Background: an optimization exercise with open tools, aiming at small area. Do not read the settings as production practice.
Only simulation tests tie the RTL to the original design; equivalence was not proved.
The series may have gaps, and a smaller design here may also do less where the tests do not look.
Power and IR drop assume default switching activity.

==> flow/design.v <==
`default_nettype none
`timescale 1ns/1ps
module random_seq #(
    parameter   LENGTH = 4
)(
    input   wire            clk,
    input   wire            rst_n,
    output  wire    [LENGTH - 1 : 0]   ram_seq_o
);
    reg     [31:0]      seq;
    always@(posedge clk) begin
        if(!rst_n)
            seq <= 32'h1000_0001;
        else begin
            seq <= {seq[30:0],seq[0]^seq[2]^seq[3]^seq[5]^seq[8]^seq[31]};
        end
    end
    assign ram_seq_o = seq[LENGTH-1 : 0];
endmodule
 `default_nettype none
`timescale 1ns/1ps
module map_genarate(
    input   wire                                        clk,
    input   wire                                        rst_n,                                     
    input   wire    [2:0]                               screen_state_i,
    output  reg     [4 * (8 * 8 ) - 1 : 0]    map_o    
    );
    wire    [2:0]                               x_ram;               
    wire    [2:0]                               y_ram;               
    reg     [8 * 8 - 1 : 0]  map_mine;
    always@(posedge clk) begin
        if(!rst_n | screen_state_i == 3'b000)
            map_mine <= 'b0;
        else if(screen_state_i == 3'b001)
            map_mine[x_ram + y_ram * 8] <= 1'b1;         
    end
    genvar pos_index;
    generate
        for(pos_index = 0; pos_index < 8*8 ; pos_index = pos_index + 1) begin
            always@(posedge clk) begin
                if(!rst_n)
                    map_o[4 * (pos_index + 1) - 1 : 4 * pos_index] <= 0;
                else begin
                    if(map_mine[pos_index])
                        map_o[4 * (pos_index + 1) - 1 : 4 * pos_index] <= 9;
                    else begin
                        if(pos_index == 0)
                            map_o[3:0] <= map_mine[1] + map_mine[8] + map_mine[8 + 1] ;
                        else if(pos_index == 8 - 1)
                            map_o[4 * (pos_index + 1) - 1 : 4 * pos_index] 
                                <= map_mine[8 - 2] + map_mine[8*2 - 2] + map_mine[8*2 - 1] ;
                        else if(pos_index == 8 * (8 - 1))
                            map_o[4 * (pos_index + 1) - 1 : 4 * pos_index]
                                <= map_mine[(8-2) * 8] + map_mine[(8-2) * 8 + 1] 
                                    + map_mine[(8-1) * 8 + 1] ;
                        else if(pos_index == 8 * 8 - 1)
                            map_o[4 * (pos_index + 1) - 1 : 4 * pos_index]
                                <= map_mine[8*8 - 1 - 8 ] + map_mine[8*8 - 2 - 8]
                                    + map_mine[8*8 - 2] ;
                        else if(pos_index < 8)
                            map_o[4 * (pos_index + 1) - 1 : 4 * pos_index]
                                <= map_mine[pos_index - 1] + map_mine[pos_index + 1] + map_mine[pos_index - 1 + 8]
                                    + map_mine[pos_index + 1 + 8] + map_mine[pos_index + 8];
                        else if(pos_index > 8 * (8 - 1))
                            map_o[4 * (pos_index + 1) - 1 : 4 * pos_index]
                                <= map_mine[pos_index - 1] + map_mine[pos_index + 1] + map_mine[pos_index - 1 - 8]
                                + map_mine[pos_index + 1 - 8] + map_mine[pos_index - 8];
                        else if(pos_index % 8 == 0)        
                            map_o[4 * (pos_index + 1) - 1 : 4 * pos_index]
                                <= map_mine[pos_index - 8] + map_mine[pos_index - 8 + 1] + map_mine[pos_index + 1]
                                + map_mine[pos_index + 1 + 8] + map_mine[pos_index + 8];
                        else if(pos_index % 8 == 7)         
                            map_o[4 * (pos_index + 1) - 1 : 4 * pos_index]
                                <= map_mine[pos_index - 8] + map_mine[pos_index - 8 - 1] + map_mine[pos_index - 1]
                                + map_mine[pos_index - 1 + 8] + map_mine[pos_index + 8];
                        else  
                            map_o[4 * (pos_index + 1) - 1 : 4 * pos_index]
                                <= map_mine[pos_index - 8 - 1] + map_mine[pos_index - 8] + map_mine[pos_index - 8 + 1]
                                    + map_mine[pos_index - 1] + map_mine[pos_index + 1]
                                    + map_mine[pos_index + 8 - 1] + map_mine[pos_index + 8] + map_mine[pos_index + 8 + 1];
                    end
                end
            end
        end
    endgenerate
    random_seq #(
        .LENGTH ( 6 ))
    u_random_seq_1 (
        .clk                     ( clk              ),
        .rst_n                   ( rst_n            ),
        .ram_seq_o               ( {x_ram,y_ram}    ) 
    );   
endmodule
 `default_nettype none
`timescale 1ns/1ps
module screen_machine(
    input   wire            clk,
    input   wire            rst_n,
    input   wire            mid_button_i,            
    input   wire    [3:0]   difficulty_i,            
    input   wire    [1:0]   play_end_i,              
    output  wire    [2:0]   screen_state_o           
    );
    reg [2:0] curr_screen_state, next_screen_state;
    reg [5:0] map_gen_counter;
    reg [4:0] mine_num;
    always@(posedge clk) begin
        casez(difficulty_i)
            4'b1zzz : mine_num <= 30;
            4'b01zz : mine_num <= 20;
            4'b001z : mine_num <= 15;
            4'b0001 : mine_num <= 9;
            default : mine_num <= 9;     
        endcase
    end
    always@(posedge clk) begin
        if(!rst_n)
            map_gen_counter <= 0;
        else if(curr_screen_state == 3'b001)
            map_gen_counter <= map_gen_counter + 1;
        else 
            map_gen_counter <= 0; 
    end
    always@(posedge clk) begin
        if(!rst_n) begin
            curr_screen_state <= 3'b000;            
        end
        else begin
            curr_screen_state <= next_screen_state;
        end
    end
    always@(*) begin
        case(curr_screen_state)
            3'b000     : next_screen_state = mid_button_i ? 3'b001 : 3'b000;
            3'b001   : next_screen_state = (map_gen_counter==mine_num - 1) ? 3'b010 : 3'b001;
            3'b010      : case(play_end_i)
                                  2'b00 : next_screen_state = 3'b010;
                                  2'b01 : next_screen_state = 3'b100;
                                  2'b10 : next_screen_state = 3'b011;
                                  default: next_screen_state = 3'b101;
                              endcase 
            3'b011   : next_screen_state = mid_button_i ? 3'b000 : 3'b011;
            3'b100      : next_screen_state = mid_button_i ? 3'b000 : 3'b100;
            default         : next_screen_state = curr_screen_state;
        endcase
    end
    assign screen_state_o = curr_screen_state;
endmodule
 `default_nettype none
`timescale 1ns/1ps
module time_counter(
    input   wire                    clk             ,
    input   wire                    rst_n           ,
    input   wire    [3:0]           screen_state_i  ,        
    output  wire    [7:0]           seconds_o       ,        
    output  wire    [7:0]           minutes_o                
    );
    reg     [26:0]      counter         ;            
    wire                time_count_flag ;            
    reg     [7:0]       seconds;             
    reg     [7:0]       minutes;             
    assign  seconds_o = seconds ;
    assign  minutes_o = minutes ;
    always@(posedge clk) begin
        if(!rst_n | counter == 27'd99 | screen_state_i != 3'b010)
            counter <= 0;
        else if(screen_state_i == 3'b010)
            counter <= counter + 1 ;
    end
    assign time_count_flag = (rst_n & counter == 27'd99) ;   
    always@(posedge clk) begin
        if(!rst_n | seconds[3:0] == 4'd10 | screen_state_i != 3'b010)
            seconds[3:0] <= 0;
        else if(time_count_flag)
            seconds[3:0] <= seconds[3:0] + 1 ;
    end
    always@(posedge clk) begin
        if(!rst_n | seconds[7:4] == 4'd6 | screen_state_i != 3'b010)
            seconds[7:4] <= 0;
        else if(seconds[3:0] == 4'd10)
            seconds[7:4] <= seconds[7:4] + 1 ;
        else
            seconds[7:4] <= seconds[7:4] ;
    end
    always@(posedge clk) begin
        if(!rst_n | minutes[3:0] == 4'd10 | screen_state_i != 3'b010)
            minutes[3:0] <= 0;
        else if(seconds[7:4] == 4'd6)
            minutes[3:0] <= minutes[3:0] + 1 ;
        else
            minutes[3:0] <= minutes[3:0] ;
    end
    always@(posedge clk) begin
        if(!rst_n | minutes[7:4] == 4'd6 | screen_state_i != 3'b010)
            minutes[7:4] <= 0;
        else if(minutes[3:0] == 4'd10)
            minutes[7:4] <= minutes[7:4] + 1 ;
        else
            minutes[7:4] <= minutes[7:4] ;
    end
endmodule
 `default_nettype none
`timescale 1ns/1ps
module move(
    input   wire            clk             ,
    input   wire            rst_n           ,
    input   wire    [2:0]   screen_state_i  ,    
    input   wire    [4:0]   button_i        ,    
    output  wire    [2:0]   x_pos_o         ,    
    output  wire    [2:0]   y_pos_o         ,    
    output  wire    [5:0]   position_o           
    );
    reg [2:0] curr_x,curr_y,next_x,next_y;
    always@(posedge clk) begin
        if(!rst_n | screen_state_i == 3'b000) begin     
            {curr_x,curr_y} <= 'b0;
        end
        else if(screen_state_i == 3'b010)                
            {curr_x,curr_y} <= {next_x,next_y};
    end
    always@(posedge clk) begin
        if(!rst_n )
            {next_x,next_y} <= 0;
        else begin 
            case(button_i)
                5'b01000 :  begin
                                    next_y <= next_y;
                                    if(curr_x == 2'b0)
                                        next_x <= 8 - 1;         
                                    else
                                        next_x <= curr_x - 1;             
                                end
                5'b00100 : begin
                                    next_y <= next_y;
                                    if(curr_x == 8 - 1)
                                        next_x <= 2'b0;
                                    else
                                        next_x <= curr_x + 1;
                                end
                5'b00010 :    begin
                                    next_x <= next_x;
                                    if(curr_y == 2'b0)
                                        next_y <= 8 - 1;
                                    else
                                        next_y <= curr_y - 1;
                                end
                5'b00001 :  begin
                                    next_x <= next_x;
                                    if(curr_y == 8 - 1)
                                        next_y <= 2'b0;
                                    else
                                        next_y <= curr_y + 1;
                                end
            endcase
        end
    end
    assign {x_pos_o,y_pos_o} = {curr_x,curr_y};
    assign position_o = curr_x + curr_y * 8 ;
endmodule
 `default_nettype none
`timescale 1ns/1ps
module sweep(
    input   wire                                        clk             ,
    input   wire                                        rst_n           ,
    input   wire    [2:0]                               screen_state_i  ,    
    input   wire    [2:0]                               x_pos_i         ,
    input   wire    [5:0]                               position_i      ,    
    input   wire                                        mid_button_i    ,    
    input   wire                                        fm_switch_i     ,    
    input   wire    [4 * (8 * 8 ) - 1 : 0]  map_i ,    
    output  reg     [8 * 8 - 1 : 0]  map_shown_o     ,    
    output  reg     [8 * 8 - 1 : 0]  map_flag_o           
    );
    always@(posedge clk) begin
        if(!rst_n | screen_state_i != 3'b010)    
            map_flag_o <= 0;
        else if(fm_switch_i & mid_button_i & !map_shown_o[position_i])   
            map_flag_o[position_i] <= !map_flag_o[position_i];
        else if(!fm_switch_i & mid_button_i & map_flag_o[position_i])
            map_flag_o[position_i] <= 0;
    end
    genvar pos_index;
    generate
        for(pos_index = 0; pos_index < 8*8 ; pos_index = pos_index + 1) begin
            always@(posedge clk) begin
                if(!rst_n | screen_state_i == 3'b000)  
                    map_shown_o[pos_index] <= 0;
                else if(screen_state_i == 3'b011 | screen_state_i == 3'b100) 
                    map_shown_o[pos_index] <= 1'b1;
                else if(!fm_switch_i & mid_button_i & !map_flag_o[position_i] & (pos_index == position_i))
                        map_shown_o[pos_index] <= 1'b1;
                else if(mid_button_i & map_shown_o[position_i] & !map_flag_o[pos_index]) begin
                    if(position_i == 0)         
                        map_shown_o[pos_index] <= (pos_index == 1 | pos_index == 8 | pos_index == 8 + 1 | map_shown_o[pos_index]) ;
                    else if(position_i  == 8 - 1)  
                        map_shown_o[pos_index] <= (pos_index == 8 - 2 | pos_index == 2*8 - 2 | pos_index == 2*8 - 1 | map_shown_o[pos_index]);
                    else if(position_i == 8 * (8 - 1)) 
                        map_shown_o[pos_index] <= (pos_index == (8-2) * 8 | pos_index == (8-2) * 8 + 1
                                                    | pos_index == (8-1) * 8 + 1 | map_shown_o[pos_index]);
                    else if(position_i == 8 * 8 - 1)
                        map_shown_o[pos_index] <= (pos_index == 8*8 - 1 - 8 | pos_index == 8*8 - 2 - 8
                                                    | pos_index == 8*8 - 2 | map_shown_o[pos_index]);
                    else if(position_i < 8)
                        map_shown_o[pos_index] <= (pos_index == position_i - 1 | pos_index == position_i + 1 | pos_index == position_i - 1 + 8
                                                    | pos_index == position_i + 8 | pos_index == position_i + 1 + 8 | map_shown_o[pos_index]);
                    else if(position_i > 8 * (8 - 1))
                        map_shown_o[pos_index] <= (pos_index == position_i - 1 | pos_index == position_i + 1 | pos_index == position_i - 1 - 8
                                                    | pos_index == position_i - 8 | pos_index == position_i + 1 - 8 | map_shown_o[pos_index]);
                    else if(x_pos_i == 0)
                        map_shown_o[pos_index] <= (pos_index == position_i - 8 | pos_index == position_i + 1 - 8 | pos_index == position_i + 1
                                                    | pos_index == position_i + 8 | pos_index == position_i + 1 + 8 | map_shown_o[pos_index]);
                    else if(x_pos_i == 8 - 1)
                        map_shown_o[pos_index] <= (pos_index == position_i - 8 | pos_index == position_i - 1 - 8 | pos_index == position_i - 1
                                                    | pos_index == position_i + 8 | pos_index == position_i - 1 + 8 | map_shown_o[pos_index]);
                    else
                        map_shown_o[pos_index] <= (pos_index == position_i - 1 - 8 | pos_index == position_i - 8 | pos_index == position_i + 1 - 8
                                                    | pos_index == position_i - 1 | pos_index == position_i + 1 
                                                    | pos_index == position_i - 1 + 8 | pos_index == position_i + 8 | pos_index == position_i + 1 + 8 | map_shown_o[pos_index]);
                end
                else begin
                    if(pos_index == 0)      
                        map_shown_o[pos_index] <= (map_i[( 1                            ) * 4 +: 4] == 0 & map_shown_o[ 1              ])
                                                | (map_i[( 8                   ) * 4 +: 4] == 0 & map_shown_o[ 8     ])
                                                | (map_i[( 8 + 1               ) * 4 +: 4] == 0 & map_shown_o[ 8 + 1 ])
                                                | map_shown_o[pos_index];
                    else if(pos_index == 8 - 1)    
                        map_shown_o[pos_index] <= (map_i[( pos_index - 1                ) * 4 +: 4] == 0 & map_shown_o[ pos_index - 1              ]) 
                                                | (map_i[( pos_index - 1 +  8  ) * 4 +: 4] == 0 & map_shown_o[ pos_index - 1 + 8 ])
                                                | (map_i[( pos_index     +  8  ) * 4 +: 4] == 0 & map_shown_o[ pos_index     + 8 ])
                                                | map_shown_o[pos_index];
                    else if(pos_index == 8 * (8 - 1))    
                        map_shown_o[pos_index] <= (map_i[( pos_index     - 8   ) * 4 +: 4] == 0 & map_shown_o[ pos_index     - 8 ]) 
                                                | (map_i[( pos_index + 1 - 8   ) * 4 +: 4] == 0 & map_shown_o[ pos_index + 1 - 8 ])
                                                | (map_i[( pos_index + 1                ) * 4 +: 4] == 0 & map_shown_o[ pos_index + 1              ])
                                                | map_shown_o[pos_index];
                    else if(pos_index == 8 * 8 - 1)      
                        map_shown_o[pos_index] <= (map_i[( pos_index     - 8   ) * 4 +: 4] == 0 & map_shown_o[ pos_index     - 8 ]) 
                                                | (map_i[( pos_index - 1 - 8   ) * 4 +: 4] == 0 & map_shown_o[ pos_index - 1 - 8 ])
                                                | (map_i[( pos_index - 1                ) * 4 +: 4] == 0 & map_shown_o[ pos_index - 1              ])
                                                | map_shown_o[pos_index];
                    else if(pos_index < 8)         
                        map_shown_o[pos_index] <= (map_i[( pos_index - 1                ) * 4 +: 4] == 0 & map_shown_o[ pos_index - 1              ]) 
                                                | (map_i[( pos_index - 1 + 8   ) * 4 +: 4] == 0 & map_shown_o[ pos_index - 1 + 8 ])
                                                | (map_i[( pos_index     + 8   ) * 4 +: 4] == 0 & map_shown_o[ pos_index     + 8 ])
                                                | (map_i[( pos_index + 1 + 8   ) * 4 +: 4] == 0 & map_shown_o[ pos_index + 1 + 8 ])
                                                | (map_i[( pos_index + 1                ) * 4 +: 4] == 0 & map_shown_o[ pos_index + 1              ])
                                                | map_shown_o[pos_index];
                    else if(pos_index > 8 * (8 - 1))     
                        map_shown_o[pos_index] <= (map_i[( pos_index - 1                ) * 4 +: 4] == 0 & map_shown_o[ pos_index - 1              ]) 
                                                | (map_i[( pos_index - 1 - 8   ) * 4 +: 4] == 0 & map_shown_o[ pos_index - 1 - 8 ])
                                                | (map_i[( pos_index     - 8   ) * 4 +: 4] == 0 & map_shown_o[ pos_index     - 8 ])
                                                | (map_i[( pos_index + 1 - 8   ) * 4 +: 4] == 0 & map_shown_o[ pos_index + 1 - 8 ])
                                                | (map_i[( pos_index + 1                ) * 4 +: 4] == 0 & map_shown_o[ pos_index + 1              ])
                                                | map_shown_o[pos_index];
                    else if(pos_index % 8 == 0)        
                        map_shown_o[pos_index] <= (map_i[( pos_index     - 8   ) * 4 +: 4] == 0 & map_shown_o[ pos_index     - 8 ]) 
                                                | (map_i[( pos_index + 1 - 8   ) * 4 +: 4] == 0 & map_shown_o[ pos_index + 1 - 8 ])
                                                | (map_i[( pos_index + 1                ) * 4 +: 4] == 0 & map_shown_o[ pos_index + 1              ])
                                                | (map_i[( pos_index + 1 + 8   ) * 4 +: 4] == 0 & map_shown_o[ pos_index + 1 + 8 ])
                                                | (map_i[( pos_index     + 8   ) * 4 +: 4] == 0 & map_shown_o[ pos_index     + 8 ])
                                                | map_shown_o[pos_index];
                    else if(pos_index % 8 == 7)        
                        map_shown_o[pos_index] <= (map_i[( pos_index     - 8   ) * 4 +: 4] == 0 & map_shown_o[ pos_index     - 8 ]) 
                                                | (map_i[( pos_index - 1 - 8   ) * 4 +: 4] == 0 & map_shown_o[ pos_index - 1 - 8 ])
                                                | (map_i[( pos_index - 1                ) * 4 +: 4] == 0 & map_shown_o[ pos_index - 1              ])
                                                | (map_i[( pos_index - 1 + 8   ) * 4 +: 4] == 0 & map_shown_o[ pos_index - 1 + 8 ])
                                                | (map_i[( pos_index     + 8   ) * 4 +: 4] == 0 & map_shown_o[ pos_index     + 8 ])
                                                | map_shown_o[pos_index];
                    else 
                        map_shown_o[pos_index] <= (map_i[( pos_index - 1 - 8   ) * 4 +: 4] == 0 & map_shown_o[ pos_index - 1 - 8 ])
                                                | (map_i[( pos_index     - 8   ) * 4 +: 4] == 0 & map_shown_o[ pos_index     - 8 ]) 
                                                | (map_i[( pos_index + 1 - 8   ) * 4 +: 4] == 0 & map_shown_o[ pos_index + 1 - 8 ])
                                                | (map_i[( pos_index - 1                ) * 4 +: 4] == 0 & map_shown_o[ pos_index - 1              ])
                                                | (map_i[( pos_index + 1                ) * 4 +: 4] == 0 & map_shown_o[ pos_index + 1              ])
                                                | (map_i[( pos_index - 1 + 8   ) * 4 +: 4] == 0 & map_shown_o[ pos_index - 1 + 8 ])
                                                | (map_i[( pos_index     + 8   ) * 4 +: 4] == 0 & map_shown_o[ pos_index     + 8 ])
                                                | (map_i[( pos_index + 1 + 8   ) * 4 +: 4] == 0 & map_shown_o[ pos_index + 1 + 8 ])
                                                | map_shown_o[pos_index];
                end
            end
        end
    endgenerate
endmodule
 `default_nettype none
`timescale 1ns/1ps
module end_condition(
    input   wire    [4 * (8 * 8 ) - 1 : 0]    map_i,           
    input   wire    [8 * 8 - 1 : 0]                          map_shown_i,     
    output  wire    [1:0]   play_end_o           
    );
    wire    [8 * 8 - 1 : 0]  condition_vic   ;   
    wire    [8 * 8 - 1 : 0]  condition_fail  ;   
    genvar pos_index;
    generate
        for(pos_index = 0; pos_index < 8 * 8; pos_index = pos_index + 1) begin
            assign  condition_vic[pos_index] = (map_i[pos_index * 4 +: 4] == 9) ^ map_shown_i[pos_index];
            assign  condition_fail[pos_index] = (map_i[pos_index * 4 +: 4] == 9) & map_shown_i[pos_index];
        end
    endgenerate
    assign play_end_o[1] = &condition_vic;        
    assign play_end_o[0] = |condition_fail;        
endmodule
 `default_nettype none
`timescale 1ns/1ps
module play_top(
    input   wire                                        clk             ,
    input   wire                                        rst_n           ,
    input   wire    [2:0]                               screen_state_i  ,    
    input   wire    [4:0]                               button_i        ,    
    input   wire                                        fm_switch_i     ,    
    input   wire    [4 * (8 * 8 ) - 1 : 0]  map_i ,    
    output  wire    [2:0]                               x_pos_o         ,    
    output  wire    [2:0]                               y_pos_o         ,    
    output  wire    [1:0]                               play_end        ,    
    output  wire    [8 * 8 - 1 : 0]  map_shown_o     ,    
    output  wire    [8 * 8 - 1 : 0]  map_flag_o           
    );
    wire    [5:0]   position        ;                    
    move  u_move (
        .clk                     ( clk              ),
        .rst_n                   ( rst_n            ),
        .screen_state_i          ( screen_state_i   ),   
        .button_i                ( button_i         ),   
        .x_pos_o                 ( x_pos_o          ),   
        .y_pos_o                 ( y_pos_o          ),   
        .position_o              ( position         )    
    );
    sweep  u_sweep (
        .clk                     ( clk                ),  
        .rst_n                   ( rst_n              ),
        .screen_state_i          ( screen_state_i     ),     
        .x_pos_i                 ( x_pos_o            ),
        .position_i              ( position           ),     
        .mid_button_i            ( button_i[4]        ),     
        .fm_switch_i             ( fm_switch_i        ),     
        .map_i                   ( map_i              ),     
        .map_shown_o             ( map_shown_o        ),     
        .map_flag_o              ( map_flag_o         )      
    );
    end_condition  u_end_condition (
        .map_i                   ( map_i          ),         
        .map_shown_i             ( map_shown_o    ),         
        .play_end_o              ( play_end       )          
    );
endmodule
 `default_nettype none
`timescale 1ns/1ps
module game_top(
    input   wire            clk             ,
    input   wire            rst_n           ,
    input   wire    [4:0]   button_i        ,        
    input   wire            fm_switch_i     ,        
    input   wire    [3:0]   difficulty_i    ,        
    output  wire    [2:0]                               x_pos_o             ,    
    output  wire    [2:0]                               y_pos_o             ,    
    output  wire    [2:0]                               screen_state_o      ,    
    output  wire    [4 * (8 * 8 ) - 1 : 0]    map_o       ,    
    output  wire    [8 * 8 - 1 : 0]                          map_shown_o ,    
    output  wire    [8 * 8 - 1 : 0]                          map_flag_o  ,    
    output  wire    [15:0]                              time_count_o         
    );
    wire    [1:0]   play_end;                
    screen_machine  u_screen_machine (
        .clk                     ( clk            ),
        .rst_n                   ( rst_n          ),
        .mid_button_i            ( button_i[4]    ),
        .difficulty_i            ( difficulty_i   ),
        .play_end_i              ( play_end       ),     
        .screen_state_o          ( screen_state_o )      
    );
    map_genarate  u_map_genarate (
        .clk                     ( clk              ),
        .rst_n                   ( rst_n            ),
        .screen_state_i          ( screen_state_o   ),   
        .map_o                   ( map_o            )
    );
    play_top  u_play_top (
        .clk                     ( clk                  ),    
        .rst_n                   ( rst_n                ),
        .screen_state_i          ( screen_state_o       ),    
        .button_i                ( button_i             ),
        .fm_switch_i             ( fm_switch_i          ),
        .map_i                   ( map_o                ),  
        .x_pos_o                 ( x_pos_o              ),
        .y_pos_o                 ( y_pos_o              ),
        .play_end                ( play_end             ),
        .map_shown_o             ( map_shown_o          ),
        .map_flag_o              ( map_flag_o           )
    );
    time_counter  u_time_counter (
        .clk                     ( clk                  ),
        .rst_n                   ( rst_n                ),
        .screen_state_i          ( screen_state_o       ),
        .seconds_o               ( time_count_o[7:0]    ),
        .minutes_o               ( time_count_o[15:8]    ) 
    );
endmodule
==> flow/run.sh <==
#!/bin/bash
# synth_recipe.tcl (not shown) runs the flow's synth.tcl, then flattens the netlist and writes it again
# the make line also repeats each setting of config.mk as NAME=value (left out here)
make -C /OpenROAD-flow-scripts/flow DESIGN_CONFIG=/design/flow/config.mk WORK_HOME=/design/flow/orfs CLKGATE_MAP_FILE= SYNTH_SCRIPT=/design/flow/synth_recipe.tcl finish
==> flow/config.mk <==
export PLATFORM = sky130hd
export DESIGN_NAME = game_top
export DESIGN_NICKNAME = game_top
export VERILOG_FILES = /design/flow/design.v
export SDC_FILE = /design/flow/constraint.sdc
export NUM_CORES = 4
export LEC_CHECK = 0
export CAP_MARGIN = 20
export CORE_MARGIN = 2
export CORE_UTILIZATION = 40
export SLEW_MARGIN = 20
==> flow/constraint.sdc <==
create_clock -name core_clock -period 10.0 [get_ports {clk}]
set_input_delay 2.0000 -clock core_clock [delete_from_list [all_inputs] [get_ports {clk}]]
set_output_delay 2.0000 -clock core_clock [all_outputs]
set_load 0.01 [all_outputs]
Figure 1. Flops by top-level scope (run 1).
Other sequential cells in the stronger gray, the rest of the logic in the fainter gray.
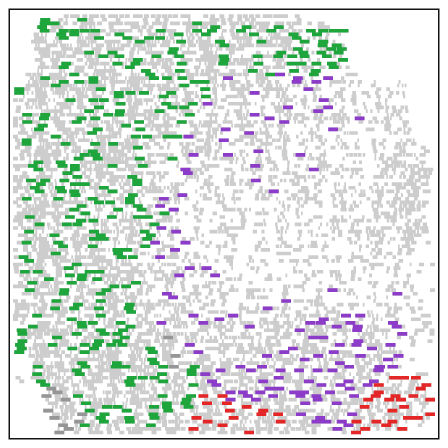
scope	color	placed flops
u_time_counter	red	43
u_map_genarate	green	352
u_play_top	purple	140
not colored	14
Layout Utilization: 48.3%
Non-Filler Instances: 6464
DIE AREA: 102000 um^2

Figure 2. Top view of the die (run 1).
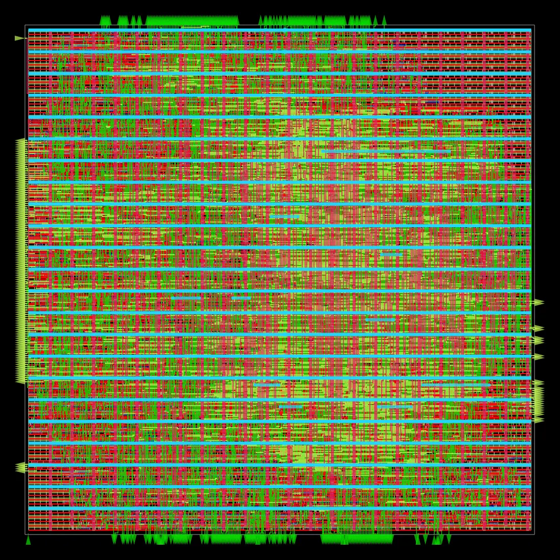
final WL: 224000 um
die height: 319 um

Figure 3. Routed clock nets over the placement (run 1).
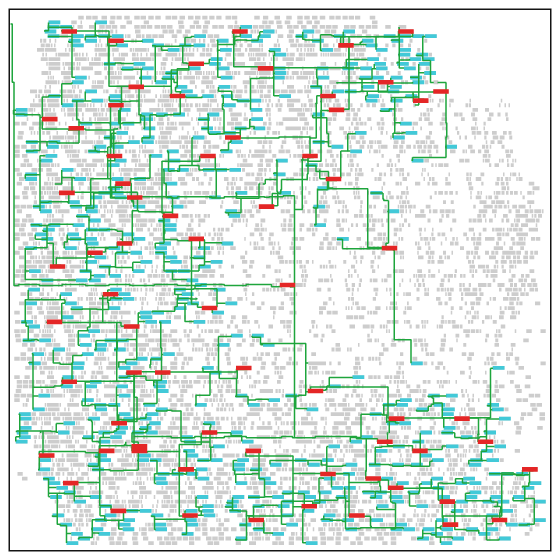
[clock wires] green | length: 8610 um
[clock drivers] red | count: 68
[flip-flops] cyan | count: 549
flops lie	spread over the die
Clk power: 2.55 mW
skew final: 0.0386 ns
worst skew pair latency: 0.67 ns
Clk pwr share: 45.8%

==> results.ini, run 1 <==
[status]
outcome = complete, no violations

[grt]
grt-busiest-layer = met2
grt_pass1_vias = 41100
grt_use_met2_pct = 62.2
met1_usage_pct = 51.0
track_usage_pct = 43.0
grt_overflow = 0

[setup_path]
reg2reg_depth = 17
r2r_start = u_play_top.u_move.curr_x[0]
max_stage_delay_ns = 0.93
cp.depth = 17
worstSetupEndpointType = flip-flop
r2r_setup_slack_ns = 3.18
critPathKind = flip-flop to flip-flop

[floorplanning]
die_w_um = 319
tap_cells = 1287
rows = 115

[place]
io_buffers = 419
dpl_cell_area_um2 = 45100
dp.cells = 6322

[synthesis]
netlist_top_cells_area = dfxtp_1 (28%), fa_1 (9.9%), ha_1 (8.4%)
synth_compound_gate_area_share_pct = 20.3
synthAdderAreaFrac_pct = 18.3
synth_most_common_cell = nor2_1
yosys.area.top_type = dfxtp_1
synthXorXnorAreaFrac_pct = 2.24
synth_mux_area_share_pct = 2.83

[power_and_ir_drop]
power_leakage_nw = 18.8
ir_drop_mv = 0.119
pg_comb_mw = 0.688

[worst_hold_path]
hp-class = flip-flop to flip-flop
worstHoldEndpoint = u_map_genarate.u_random_seq_1.seq[20]

[route]
route.met2.wl_um = 92700
dr.first_iter.drc_count = 6328
met1Wirelength_um = 81400
wl_met3_um = 29900

[cts]
clkTransAtPathRegs_ns = 0.06
cts_tree = done
cts_hold_buf = 0
htreeDepth = 3

[final_layout]
clk_share_pct = 4.76
non_clock_buffer_area_share_pct = 10.6
n_antenna_cell = 21
multi_input_area_um2 = 26000
multi_input_cells = 3544

[sta]
hold_violations = 0
layout_min_cycle_time_ns = 6.82

[flow_run]
cap_violations = 0

Figure 4. Routed metal, one color a layer (run 1).
Bar = 100 um.
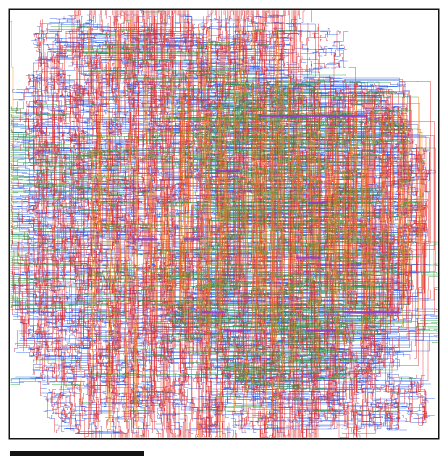

## Run 2: files that changed since run 1, shown whole
removed: flow/run.sh
==> flow/design.v <==
`default_nettype none
`timescale 1ns/1ps
module random_seq(
    input   wire            clk,
    input   wire            rst_n,
    output  wire    [31:0]  seq_o
);
    reg     [31:0]      seq;
    always@(posedge clk) begin
        if(!rst_n)
            seq <= 32'h1000_0001;
        else
            seq <= {seq[30:0],seq[0]^seq[2]^seq[3]^seq[5]^seq[8]^seq[31]};
    end
    assign seq_o = seq;
endmodule
 `default_nettype none
`timescale 1ns/1ps
module map_genarate(
    input   wire                                        clk,
    input   wire                                        rst_n,
    input   wire                                        start_i,
    input   wire                                        gen_i,
    input   wire    [6:1]                               seq_i,
    output  wire    [63:0]                              mine_o,
    output  wire    [63:0]                              zero_o,      
    output  wire    [255:0]                             map_o
    );
    reg         clr_d;           
    reg         gen_d;           
    reg [63:0]  mine;
    always@(posedge clk) begin
        clr_d <= !rst_n | start_i;
        gen_d <= gen_i;
    end
    wire [2:0] px = seq_i[6:4];
    wire [2:0] py = seq_i[3:1];
    genvar i, x, y;
    generate
        for(i = 0; i < 64; i = i + 1) begin : g_mine
            always@(posedge clk) begin
                if(!rst_n | clr_d)
                    mine[i] <= 1'b0;
                else if(gen_d & (px == i % 8) & (py == i / 8))
                    mine[i] <= 1'b1;
            end
        end
    endgenerate
    wire [1:0] col [0:7][0:7];       
    wire       cor [0:7][0:7];
    generate
        for(x = 0; x < 8; x = x + 1) begin : g_cx
            for(y = 0; y < 8; y = y + 1) begin : g_cy
                wire a = (y > 0) ? mine[x + 8*(y-1)] : 1'b0;
                wire b = mine[x + 8*y];
                wire c = (y < 7) ? mine[x + 8*(y+1)] : 1'b0;
                assign col[x][y] = a + b + c;
                assign cor[x][y] = a | b | c;
            end
        end
        for(x = 0; x < 8; x = x + 1) begin : g_rx
            for(y = 0; y < 8; y = y + 1) begin : g_ry
                wire [1:0] l = (x > 0) ? col[x-1][y] : 2'd0;
                wire [1:0] r = (x < 7) ? col[x+1][y] : 2'd0;
                wire       lo = (x > 0) ? cor[x-1][y] : 1'b0;
                wire       ro = (x < 7) ? cor[x+1][y] : 1'b0;
                wire [3:0] s = l + col[x][y] + r;
                wire       m = mine[x + 8*y];
                assign map_o[4*(x+8*y) +: 4] = m ? 4'd9 : s;
                assign zero_o[x+8*y] = !(lo | cor[x][y] | ro);
            end
        end
    endgenerate
    assign mine_o = mine;
endmodule
 `default_nettype none
`timescale 1ns/1ps
module screen_machine(
    input   wire            clk,
    input   wire            rst_n,
    input   wire            mid_button_i,
    input   wire    [3:0]   difficulty_i,
    input   wire            win_i,
    input   wire            fail_i,
    output  wire    [2:0]   screen_state_o,
    output  wire            tick_o               
    );
    reg [2:0] state;
    reg [6:0] cnt;
    reg [1:0] num;       
    always@(posedge clk) begin
        num[1] <= difficulty_i[3] | difficulty_i[2];
        num[0] <= difficulty_i[3] | (!difficulty_i[2] & difficulty_i[1]);
    end
    wire is_gen  = (state == 3'b001);
    wire is_play = (state == 3'b010);
    reg [5:0] last;
    always@(*) begin
        case(num)
            2'd3:    last = 6'd29;
            2'd2:    last = 6'd19;
            2'd1:    last = 6'd14;
            default: last = 6'd8;
        endcase
    end
    wire gen_end = (cnt[5:0] == last);
    assign tick_o = cnt[6] & cnt[5] & cnt[1] & cnt[0];
    always@(posedge clk) begin
        if(!rst_n | !(is_gen | is_play) | (is_gen & gen_end) | tick_o)
            cnt <= 0;
        else if(is_gen)
            cnt <= {1'b0, cnt[5:0] + 6'd1};
        else
            cnt <= cnt + 7'd1;
    end
    reg [2:0] next;
    always@(*) begin
        case(state)
            3'b000     : next = mid_button_i ? 3'b001 : 3'b000;
            3'b001   : next = gen_end ? 3'b010 : 3'b001;
            3'b010      : next = fail_i ? (win_i ? 3'b101 : 3'b100) : (win_i ? 3'b011 : 3'b010);
            3'b011   : next = mid_button_i ? 3'b000 : 3'b011;
            3'b100      : next = mid_button_i ? 3'b000 : 3'b100;
            default         : next = state;
        endcase
    end
    always@(posedge clk) begin
        if(!rst_n)
            state <= 3'b000;
        else
            state <= next;
    end
    assign screen_state_o = state;
endmodule
 `default_nettype none
`timescale 1ns/1ps
module time_counter(
    input   wire                    clk             ,
    input   wire                    rst_n           ,
    input   wire                    play_i          ,
    input   wire                    tick_i          ,
    output  wire    [7:0]           seconds_o       ,
    output  wire    [7:0]           minutes_o
    );
    reg [3:0] su, mu;
    reg [2:0] st, mt;
    wire clr = !rst_n | !play_i;
    wire su_top = su[3] & su[1];     
    wire st_top = st[2] & st[1];     
    wire mu_top = mu[3] & mu[1];     
    wire mt_top = mt[2] & mt[1];     
    always@(posedge clk) begin
        if(clr | su_top)        su <= 0;
        else if(tick_i)         su <= su + 4'd1;
    end
    always@(posedge clk) begin
        if(clr | st_top)        st <= 0;
        else if(su_top)         st <= st + 3'd1;
    end
    always@(posedge clk) begin
        if(clr | mu_top)        mu <= 0;
        else if(st_top)         mu <= mu + 4'd1;
    end
    always@(posedge clk) begin
        if(clr | mt_top)        mt <= 0;
        else if(mu_top)         mt <= mt + 3'd1;
    end
    assign seconds_o = {1'b0, st, su};
    assign minutes_o = {1'b0, mt, mu};
endmodule
 `default_nettype none
`timescale 1ns/1ps
module move(
    input   wire            clk             ,
    input   wire            rst_n           ,
    input   wire            start_i         ,
    input   wire            play_i          ,
    input   wire    [4:0]   button_i        ,
    output  wire    [2:0]   x_pos_o         ,
    output  wire    [2:0]   y_pos_o
    );
    reg [2:0] curr_x, curr_y, next_x, next_y;
    always@(posedge clk) begin
        if(!rst_n | start_i)
            {curr_x, curr_y} <= 6'b0;
        else if(play_i)
            {curr_x, curr_y} <= {next_x, next_y};
    end
    always@(posedge clk) begin
        if(!rst_n)
            {next_x, next_y} <= 6'b0;
        else begin
            case(button_i)
                5'b01000  : next_x <= curr_x - 3'd1;
                5'b00100 : next_x <= curr_x + 3'd1;
                5'b00010    : next_y <= curr_y - 3'd1;
                5'b00001  : next_y <= curr_y + 3'd1;
                default       : ;
            endcase
        end
    end
    assign x_pos_o = curr_x;
    assign y_pos_o = curr_y;
endmodule
 `default_nettype none
`timescale 1ns/1ps
module sweep(
    input   wire                clk             ,
    input   wire                rst_n           ,
    input   wire                start_i         ,
    input   wire                play_i          ,
    input   wire                end_i           ,    
    input   wire    [2:0]       x_pos_i         ,
    input   wire    [2:0]       y_pos_i         ,
    input   wire                mid_button_i    ,
    input   wire                fm_switch_i     ,
    input   wire    [63:0]      zero_i          ,    
    output  reg     [63:0]      map_shown_o     ,
    output  reg     [63:0]      map_flag_o
    );
    wire [7:0] on_x, on_y, nb_x, nb_y;
    genvar i, k;
    generate
        for(k = 0; k < 8; k = k + 1) begin : g_dec
            assign on_x[k] = (x_pos_i == k);
            assign on_y[k] = (y_pos_i == k);
            assign nb_x[k] = (x_pos_i == k) | ((k > 0) && (x_pos_i == k - 1)) | ((k < 7) && (x_pos_i == k + 1));
            assign nb_y[k] = (y_pos_i == k) | ((k > 0) && (y_pos_i == k - 1)) | ((k < 7) && (y_pos_i == k + 1));
        end
    endgenerate
    wire shown_at_pos = map_shown_o[{y_pos_i, x_pos_i}];
    wire [63:0] z = zero_i & map_shown_o;
    wire [63:0] zh;
    generate
        for(i = 0; i < 64; i = i + 1) begin : g_zh
            assign zh[i] = z[i] | ((i % 8 > 0) ? z[i-1] : 1'b0) | ((i % 8 < 7) ? z[i+1] : 1'b0);
        end
    endgenerate
    generate
        for(i = 0; i < 64; i = i + 1) begin : g_cell
            wire sel   = on_x[i % 8] & on_y[i / 8];
            wire inbox = nb_x[i % 8] & nb_y[i / 8];
            wire flood = zh[i] | ((i >= 8) ? zh[i-8] : 1'b0) | ((i < 56) ? zh[i+8] : 1'b0);
            wire open  = !fm_switch_i & mid_button_i & !map_flag_o[i] & sel;
            wire chord = mid_button_i & shown_at_pos & !map_flag_o[i];
            always@(posedge clk) begin
                if(!rst_n | start_i)
                    map_shown_o[i] <= 1'b0;
                else if(end_i)
                    map_shown_o[i] <= 1'b1;
                else
                    map_shown_o[i] <= map_shown_o[i] | open | (chord ? inbox : flood);
            end
            always@(posedge clk) begin
                if(!rst_n | !play_i)
                    map_flag_o[i] <= 1'b0;
                else if(mid_button_i & sel)
                    map_flag_o[i] <= fm_switch_i & (map_flag_o[i] ^ !map_shown_o[i]);
            end
        end
    endgenerate
endmodule
 `default_nettype none
`timescale 1ns/1ps
module end_condition(
    input   wire    [63:0]  mine_i,
    input   wire    [63:0]  map_shown_i,
    output  wire            win_o,
    output  wire            fail_o
    );
    assign fail_o = |(mine_i & map_shown_i);
    assign win_o  = &(mine_i ^ map_shown_i);
endmodule
 `default_nettype none
`timescale 1ns/1ps
module play_top(
    input   wire                clk             ,
    input   wire                rst_n           ,
    input   wire                start_i         ,
    input   wire                play_i          ,
    input   wire                end_i           ,
    input   wire    [4:0]       button_i        ,
    input   wire                fm_switch_i     ,
    input   wire    [63:0]      mine_i          ,
    input   wire    [63:0]      zero_i          ,
    output  wire    [2:0]       x_pos_o         ,
    output  wire    [2:0]       y_pos_o         ,
    output  wire                win_o           ,
    output  wire                fail_o          ,
    output  wire    [63:0]      map_shown_o     ,
    output  wire    [63:0]      map_flag_o
    );
    move  u_move (
        .clk            ( clk           ),
        .rst_n          ( rst_n         ),
        .start_i        ( start_i       ),
        .play_i         ( play_i        ),
        .button_i       ( button_i      ),
        .x_pos_o        ( x_pos_o       ),
        .y_pos_o        ( y_pos_o       )
    );
    sweep  u_sweep (
        .clk            ( clk           ),
        .rst_n          ( rst_n         ),
        .start_i        ( start_i       ),
        .play_i         ( play_i        ),
        .end_i          ( end_i         ),
        .x_pos_i        ( x_pos_o       ),
        .y_pos_i        ( y_pos_o       ),
        .mid_button_i   ( button_i[4]   ),
        .fm_switch_i    ( fm_switch_i   ),
        .zero_i         ( zero_i        ),
        .map_shown_o    ( map_shown_o   ),
        .map_flag_o     ( map_flag_o    )
    );
    end_condition  u_end_condition (
        .mine_i         ( mine_i        ),
        .map_shown_i    ( map_shown_o   ),
        .win_o          ( win_o         ),
        .fail_o         ( fail_o        )
    );
endmodule
 `default_nettype none
`timescale 1ns/1ps
module game_top(
    input   wire            clk             ,
    input   wire            rst_n           ,
    input   wire    [4:0]   button_i        ,        
    input   wire            fm_switch_i     ,        
    input   wire    [3:0]   difficulty_i    ,
    output  wire    [2:0]                               x_pos_o             ,
    output  wire    [2:0]                               y_pos_o             ,
    output  wire    [2:0]                               screen_state_o      ,
    output  wire    [4 * (8 * 8 ) - 1 : 0]    map_o       ,
    output  wire    [8 * 8 - 1 : 0]                          map_shown_o ,
    output  wire    [8 * 8 - 1 : 0]                          map_flag_o  ,
    output  wire    [15:0]                              time_count_o         
    );
    wire        win, fail, tick;
    wire [31:0] seq;
    wire [63:0] mine, zero;
    wire is_start = (screen_state_o == 3'b000);
    wire is_gen   = (screen_state_o == 3'b001);
    wire is_play  = (screen_state_o == 3'b010);
    wire is_end   = (screen_state_o == 3'b011) | (screen_state_o == 3'b100);
    screen_machine  u_screen_machine (
        .clk            ( clk            ),
        .rst_n          ( rst_n          ),
        .mid_button_i   ( button_i[4]    ),
        .difficulty_i   ( difficulty_i   ),
        .win_i          ( win            ),
        .fail_i         ( fail           ),
        .screen_state_o ( screen_state_o ),
        .tick_o         ( tick           )
    );
    random_seq  u_random_seq (
        .clk            ( clk            ),
        .rst_n          ( rst_n          ),
        .seq_o          ( seq            )
    );
    map_genarate  u_map_genarate (
        .clk            ( clk            ),
        .rst_n          ( rst_n          ),
        .start_i        ( is_start       ),
        .gen_i          ( is_gen         ),
        .seq_i          ( seq[6:1]       ),
        .mine_o         ( mine           ),
        .zero_o         ( zero           ),
        .map_o          ( map_o          )
    );
    play_top  u_play_top (
        .clk            ( clk            ),
        .rst_n          ( rst_n          ),
        .start_i        ( is_start       ),
        .play_i         ( is_play        ),
        .end_i          ( is_end         ),
        .button_i       ( button_i       ),
        .fm_switch_i    ( fm_switch_i    ),
        .mine_i         ( mine           ),
        .zero_i         ( zero           ),
        .x_pos_o        ( x_pos_o        ),
        .y_pos_o        ( y_pos_o        ),
        .win_o          ( win            ),
        .fail_o         ( fail           ),
        .map_shown_o    ( map_shown_o    ),
        .map_flag_o     ( map_flag_o     )
    );
    time_counter  u_time_counter (
        .clk            ( clk                ),
        .rst_n          ( rst_n              ),
        .play_i         ( is_play            ),
        .tick_i         ( tick               ),
        .seconds_o      ( time_count_o[7:0]  ),
        .minutes_o      ( time_count_o[15:8] )
    );
endmodule
==> flow/flow/run.sh <==
#!/bin/bash
# Standard synthesis and layout, with two changes: the port buffers use the
# smallest buffer, and clock tree synthesis uses no dummy loads.
set -euo pipefail
bash standard.sh synth > synth.log 2>&1
bash standard.sh \
  "BUFFER_PORTS_ARGS=-buffer_cell sky130_fd_sc_hd__buf_1" \
  "CTS_ARGS=-sink_clustering_enable -repair_clock_nets -dont_use_dummy_load -buf_list {sky130_fd_sc_hd__clkbuf_8}" \
  finish > layout.log 2>&1
==> flow/standard.sh <==
#!/bin/bash
# synth_recipe.tcl (not shown) runs the flow's synth.tcl, then flattens the netlist and writes it again
# the make line also repeats each setting of config.mk as NAME=value (left out here)
make -C /OpenROAD-flow-scripts/flow DESIGN_CONFIG=/design/flow/config.mk WORK_HOME=/design/flow/orfs CLKGATE_MAP_FILE= SYNTH_SCRIPT=/design/flow/synth_recipe.tcl "${@:-finish}"
Figure 5. Routed metal, one color a layer (run 2).
Bar = 50 um.
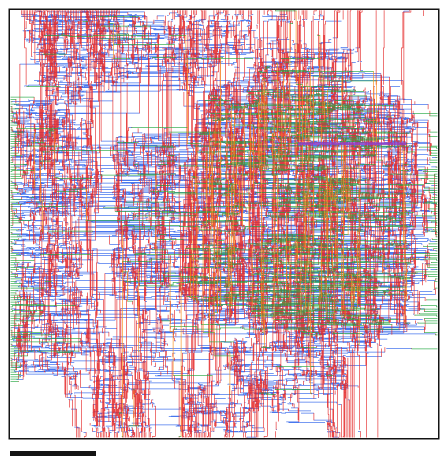
layer	color	wire length
metal 4	orange	4910 um
metal 2	red	43.9 mm
metal 3	green	10800 um
metal 5	purple	61.6 um
metal 1	blue	41.1 mm
Total GRT Usage: 31.6%
via count: 24700
wire per inst: 24.9 um

Figure 6. Top view of the die (run 2).
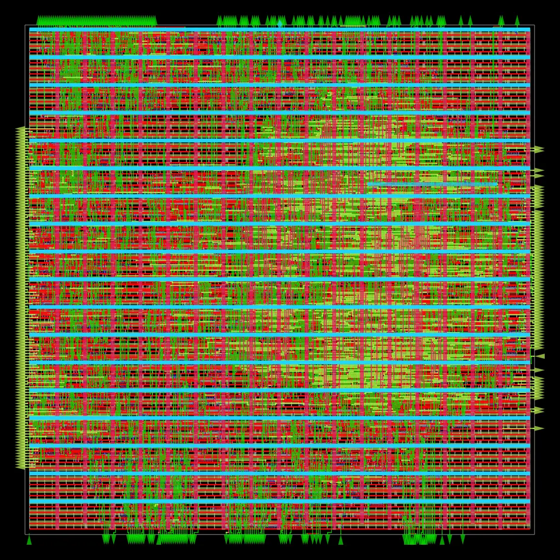
final WL: 101000 um
num rows: 90
die height: 250 um
DIE AREA: 62400 um^2

Figure 7. Flops by top-level scope (run 2).
Other sequential cells in the stronger gray, the rest of the logic in the fainter gray.
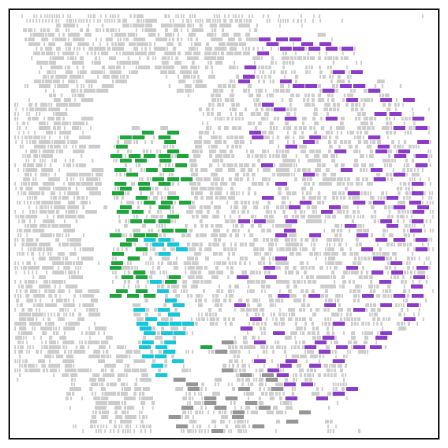
scope	color	placed flops
u_random_seq	cyan	32
u_map_genarate	green	66
u_play_top	purple	140
not colored	26
Non-Filler Instances: 4051
Layout Utilization: 44.9%

Figure 8. Routed clock nets over the placement (run 2).
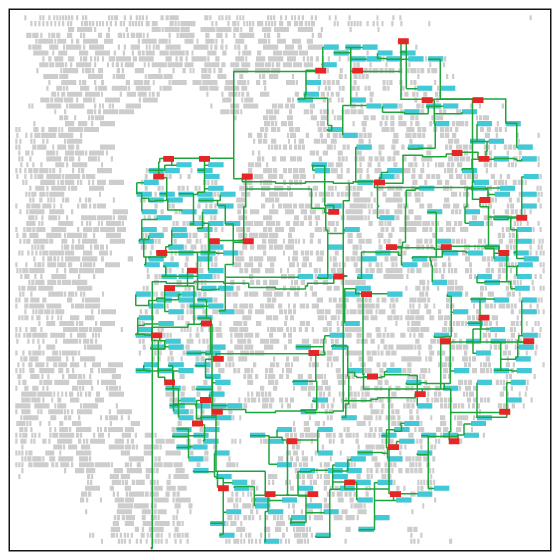
[flip-flops] cyan | count: 264
[clock wires] green | length: 4390 um
[clock drivers] red | count: 47
routed clock nets	48
Clk pwr share: 34.0%
skew final: 0.0735 ns

==> results.ini, run 2 <==
[final_layout]
dominant_cells = multi-input combinational cells
buffers = 462
n_all_inverters = 244
seq_cells = 264
clk_share_pct = 2.40
non_clock_buffer_area_share_pct = 7.07
multi_input_area_um2 = 17200
n_clock_buffer = 47
n_antenna_cell = 3
multi_input_area_share_pct = 63.8
regArea_um2 = 5290
area_growth_pct = 11.5
final_area_um2 = 26900
num-nets-final = 3703
multi_input_cells = 2249
drive_above_1_share_pct = 6.12
seqAreaFraction_pct = 19.6

[sta]
setup_viol = 0
hold_violations = 0
max_freq_ghz = 0.164
layout_min_cycle_time_ns = 6.10
fin_tns_setup_ns = 0
finalCritPeriodShare_pct = 61.0
hold_slack_ns = 0.410
tightestPinTransition_ns = 1.18
rsz0062_at_grt = false
slew_headroom_pct = 21.4
drv_slew = 0
fin_ws_ns = 3.90

[synthesis]
synth_most_common_cell = nor2_1
synth_mux_area_share_pct = 1.79
synth_top_family_by_area = adder cells
yosys_warnings = 6
yosys.area.top_type = dfxtp_1
synthDistinctLibCells = 78
ys_async_sr_fraction_pct = 0
synthAdderAreaFrac_pct = 26.6
yosysSeqAreaShare_pct = 21.9
syn_area_um2 = 24200
synth-simple-area-share_pct = 23.5
synth_flop_cell = dfxtp_1
synthTopCellsByCount = nor2_1 (333), ha_1 (271), dfxtp_1 (264)
synth_compound_gate_area_share_pct = 16.5
synthXorXnorAreaFrac_pct = 2.50
synth_edf_count = 0
netlist_top_cells_area = dfxtp_1 (22%), ha_1 (14%), fa_1 (13%)

[power_and_ir_drop]
pg_comb_mw = 0.487
clock_power_mw = 0.861
seqPwrFrac_pct = 46.8
p_total_mw = 2.53
comb_power_share_pct = 19.2
power_leader = sequential cells
internal-power_mw = 1.67
power_leakage_nw = 11.5
ir_drop_mv = 0.0862
p_seq_mw = 1.18
sw_frac_of_total_pct = 33.9
p_per_area_nw_per_um2 = 94.0

[grt]
grt_pass1_vias = 23700
antenna_found_initial = 6
grt_overflow = 0
met1_usage_pct = 41.8
grt-busiest-layer = met2
grt_max_degree = 72
grt_pass1_wl_um = 151000
gr-usage-met3_pct = 7.92
grt_use_met2_pct = 48.6

[cts]
htreeDepth = 2
post-cts-setup-buffers = 0
cts_tree = done
numCtsBuffers = 47
clock_latency_ns = 0.65
max-clock-path-buffers = 3
clkTransAtPathRegs_ns = 0.05
cts_sinks = 264
cts_hold_buf = 0

[route]
antenna_left = 0
via_per_inst = 6.11
route.met2.wl_um = 43900
met1Wirelength_um = 41100
dr.first_iter.drc_count = 2787
wl_met3_um = 10800
drc = 0

[setup_path]
path_cells = inv_1 -> fa_1 -> inv_1 -> ha_1 -> fa_1 -> inv_1 -> fa_1 -> xor2_1 -> nor2_1 -> buf_1
r2r_setup_slack_ns = 5.50
critPathMaxFanout = 11
worstSetupEndpointType = output port
slowest_stage = dfxtp_1
max_stage_delay_ns = 0.69
critPathTopFamily = adder cells
r2r_start = u_play_top.u_move.curr_x[2]
reg2reg_depth = 8
arrival_ns = 4.10
critPathKind = flip-flop to output port
cp.depth = 10

[worst_hold_path]
hold_path.startpoint = u_random_seq.seq[27]
worstHoldEndpoint = u_random_seq.seq[28]
hp-class = flip-flop to flip-flop

[place]
place_ws_ns = 4.59
dp_hpwl_um = 74500
dp.cells = 4001
io_buffers = 417
dpl_cell_area_um2 = 26300

[flow_run]
cap_violations = 0

[floorplanning]
die_w_um = 250
core_area_um2 = 60000
tap_cells = 782

[status]
outcome = complete, no violations

==> run 2 -> run 3 <==
==> flow/run.sh (new file) <==
#!/bin/bash
# synth_recipe.tcl (not shown) runs the flow's synth.tcl, then flattens the netlist and writes it again
# the make line also repeats each setting of config.mk as NAME=value (left out here)
make -C /OpenROAD-flow-scripts/flow DESIGN_CONFIG=/design/flow/config.mk WORK_HOME=/design/flow/orfs CLKGATE_MAP_FILE= SYNTH_SCRIPT=/design/flow/synth_recipe.tcl finish
removed: flow/flow/run.sh
removed: flow/standard.sh
Figure 9. Routed metal, one color a layer (run 3).
Bar = 50 um.
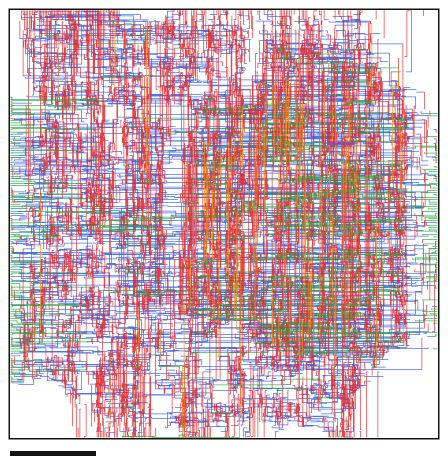
layer	color	wire length
metal 2	red	46.5 mm
metal 4	orange	5290 um
metal 5	purple	13.8 um
metal 3	green	9800 um
metal 1	blue	42.2 mm
final WL: 104000 um
via count: 24600
wire per inst: 25.7 um
Total GRT Usage: 32.3%

Figure 10. Top view of the die (run 3).
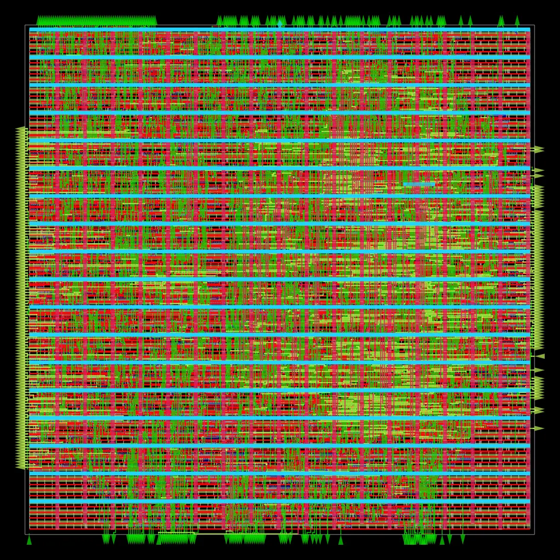
Top Ports: 421
Non-Filler Instances: 4043
post-route cell area: 29800 um^2
Layout Utilization: 49.7%
Die W: 250 um

==> results.ini, run 3 <==
[place]
dp.cells = 3991
place_ws_ns = 4.18
dpl_cell_area_um2 = 28800
dp_hpwl_um = 78300
io_buffers = 417

[grt]
grt_pass1_wl_um = 155000
grt_overflow = 0
grt-busiest-layer = met2
grt_pass1_vias = 24100
antenna_found_initial = 2

[route]
drc = 0
route.met2.wl_um = 46500
met1Wirelength_um = 42200
wl_met3_um = 9800
dr.first_iter.drc_count = 2248
via_per_inst = 6.09
antenna_left = 0

[setup_path]
path_cells = inv_1 -> fa_1 -> inv_1 -> ha_1 -> fa_1 -> inv_1 -> fa_1 -> xor2_1 -> nor2_1 -> clkdlybuf4s50_1
r2r_start = u_play_top.u_move.curr_x[2]
r2r_setup_slack_ns = 5.62
slowest_stage = dfxtp_1
critPathTopFamily = adder cells
reg2reg_depth = 8
worstSetupEndpointType = output port
critPathKind = flip-flop to output port
cp.depth = 10
critPathMaxFanout = 10
arrival_ns = 4.42

[synthesis]
synth_edf_count = 0
netlist_top_cells_area = dfxtp_1 (22%), ha_1 (14%), fa_1 (13%)
yosys_warnings = 6
synthDistinctLibCells = 78
syn_area_um2 = 24200
ys_async_sr_fraction_pct = 0
synth-simple-area-share_pct = 23.5
yosys.area.top_type = dfxtp_1
synth_compound_gate_area_share_pct = 16.5
synth_flop_cell = dfxtp_1
synthTopCellsByCount = nor2_1 (333), ha_1 (271), dfxtp_1 (264)
synthXorXnorAreaFrac_pct = 2.50
synth_most_common_cell = nor2_1

[power_and_ir_drop]
p_per_area_nw_per_um2 = 95.7
ir_drop_mv = 0.112
seqPwrFrac_pct = 41.7
power_leader = sequential cells
sw_frac_of_total_pct = 31.6
p_total_mw = 2.85
power_leakage_nw = 12.6
internal-power_mw = 1.95
p_seq_mw = 1.19
comb_power_share_pct = 18.3

[floorplanning]
die_area_um2 = 62400
tap_cells = 782
rows = 90
core_area_um2 = 60000

[cts]
htreeDepth = 1
cts_tree = done
post-cts-setup-buffers = 0
max-clock-path-buffers = 3
clkTransAtPathRegs_ns = 0.07
cts_sinks = 264
numCtsBuffers = 29

[sta]
fin_tns_setup_ns = 0
rsz0062_at_grt = false
hold_violations = 0
drv_slew = 0
layout_min_cycle_time_ns = 6.42
fin_ws_ns = 3.58
max_freq_ghz = 0.156
slew_headroom_pct = 14.6
finalCritPeriodShare_pct = 64.2
fin_skew_ns = 0.0144

[final_layout]
area_growth_pct = 23.5
seqAreaFraction_pct = 17.7
buffers = 453
multi_input_area_share_pct = 57.7
n_clock_buffer = 36
n_all_inverters = 244
seq_cells = 264
num-nets-final = 3676
non_clock_buffer_area_share_pct = 14.9
multi_input_cells = 2249
n_antenna_cell = 1
multi_input_area_um2 = 17200
dominant_cells = multi-input combinational cells
regArea_um2 = 5290
clk_share_pct = 3.33
drive_above_1_share_pct = 5.95

[flow_run]
cap_violations = 0

[worst_hold_path]
hold_path.startpoint = u_random_seq.seq[27]
hp-class = flip-flop to flip-flop

[status]
outcome = complete, no violations

Figure 11. Flops by top-level scope (run 3).
Other sequential cells in the stronger gray, the rest of the logic in the fainter gray.
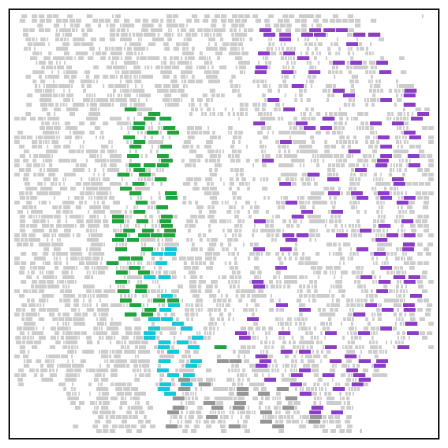
scope	color	placed flops
u_map_genarate	green	66
u_random_seq	cyan	32
u_play_top	purple	140
not colored	26

Figure 12. Routed clock nets over the placement (run 3).
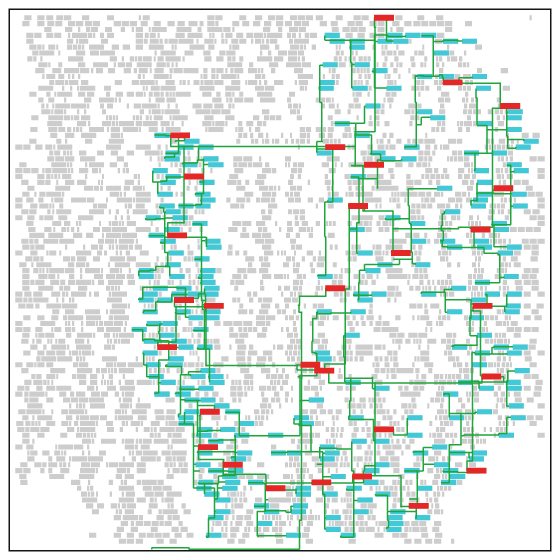
Clk pwr share: 40.0%
Clk power: 1.14 mW
worst skew pair latency: 0.59 ns

==> static timing again, ports no longer ideal <==
Ports are ideal in the flow. The routed layouts listed here were re-timed in OpenROAD.
Step 1: set_driving_cell puts a clkbuf_16 on clk and a buf_2 on each other input, an assumption about the parent block.
Step 2 also shifts input and output timing later by t, the mid clock arrival at the registers, as if the neighbouring blocks saw the same clock.
Three values: ideal ports, drivers, drivers and shift; two values: the first two.
| run | t, ns | setup WS [ns] | hold WS [ns] | worst register clock-pin slew, ns | worst data-port slew with drivers (ns) |
|---|---|---|---|---|---|
| run 1 | 0.732 | 3.181 / 3.181 / 3.181 | 0.423 / 0.423 / 0.423 | 0.08 / 0.08 | 0.05 |
| run 2 | 0.673 | 3.900 / 3.840 / 4.272 | 0.410 / 0.410 / 0.410 | 0.07 / 0.07 | 0.09 |
| run 3 | 0.637 | 3.581 / 3.527 / 4.031 | 0.405 / 0.405 / 0.405 | 0.07 / 0.07 | 0.06 |
After both steps every run listed still meets setup and hold.
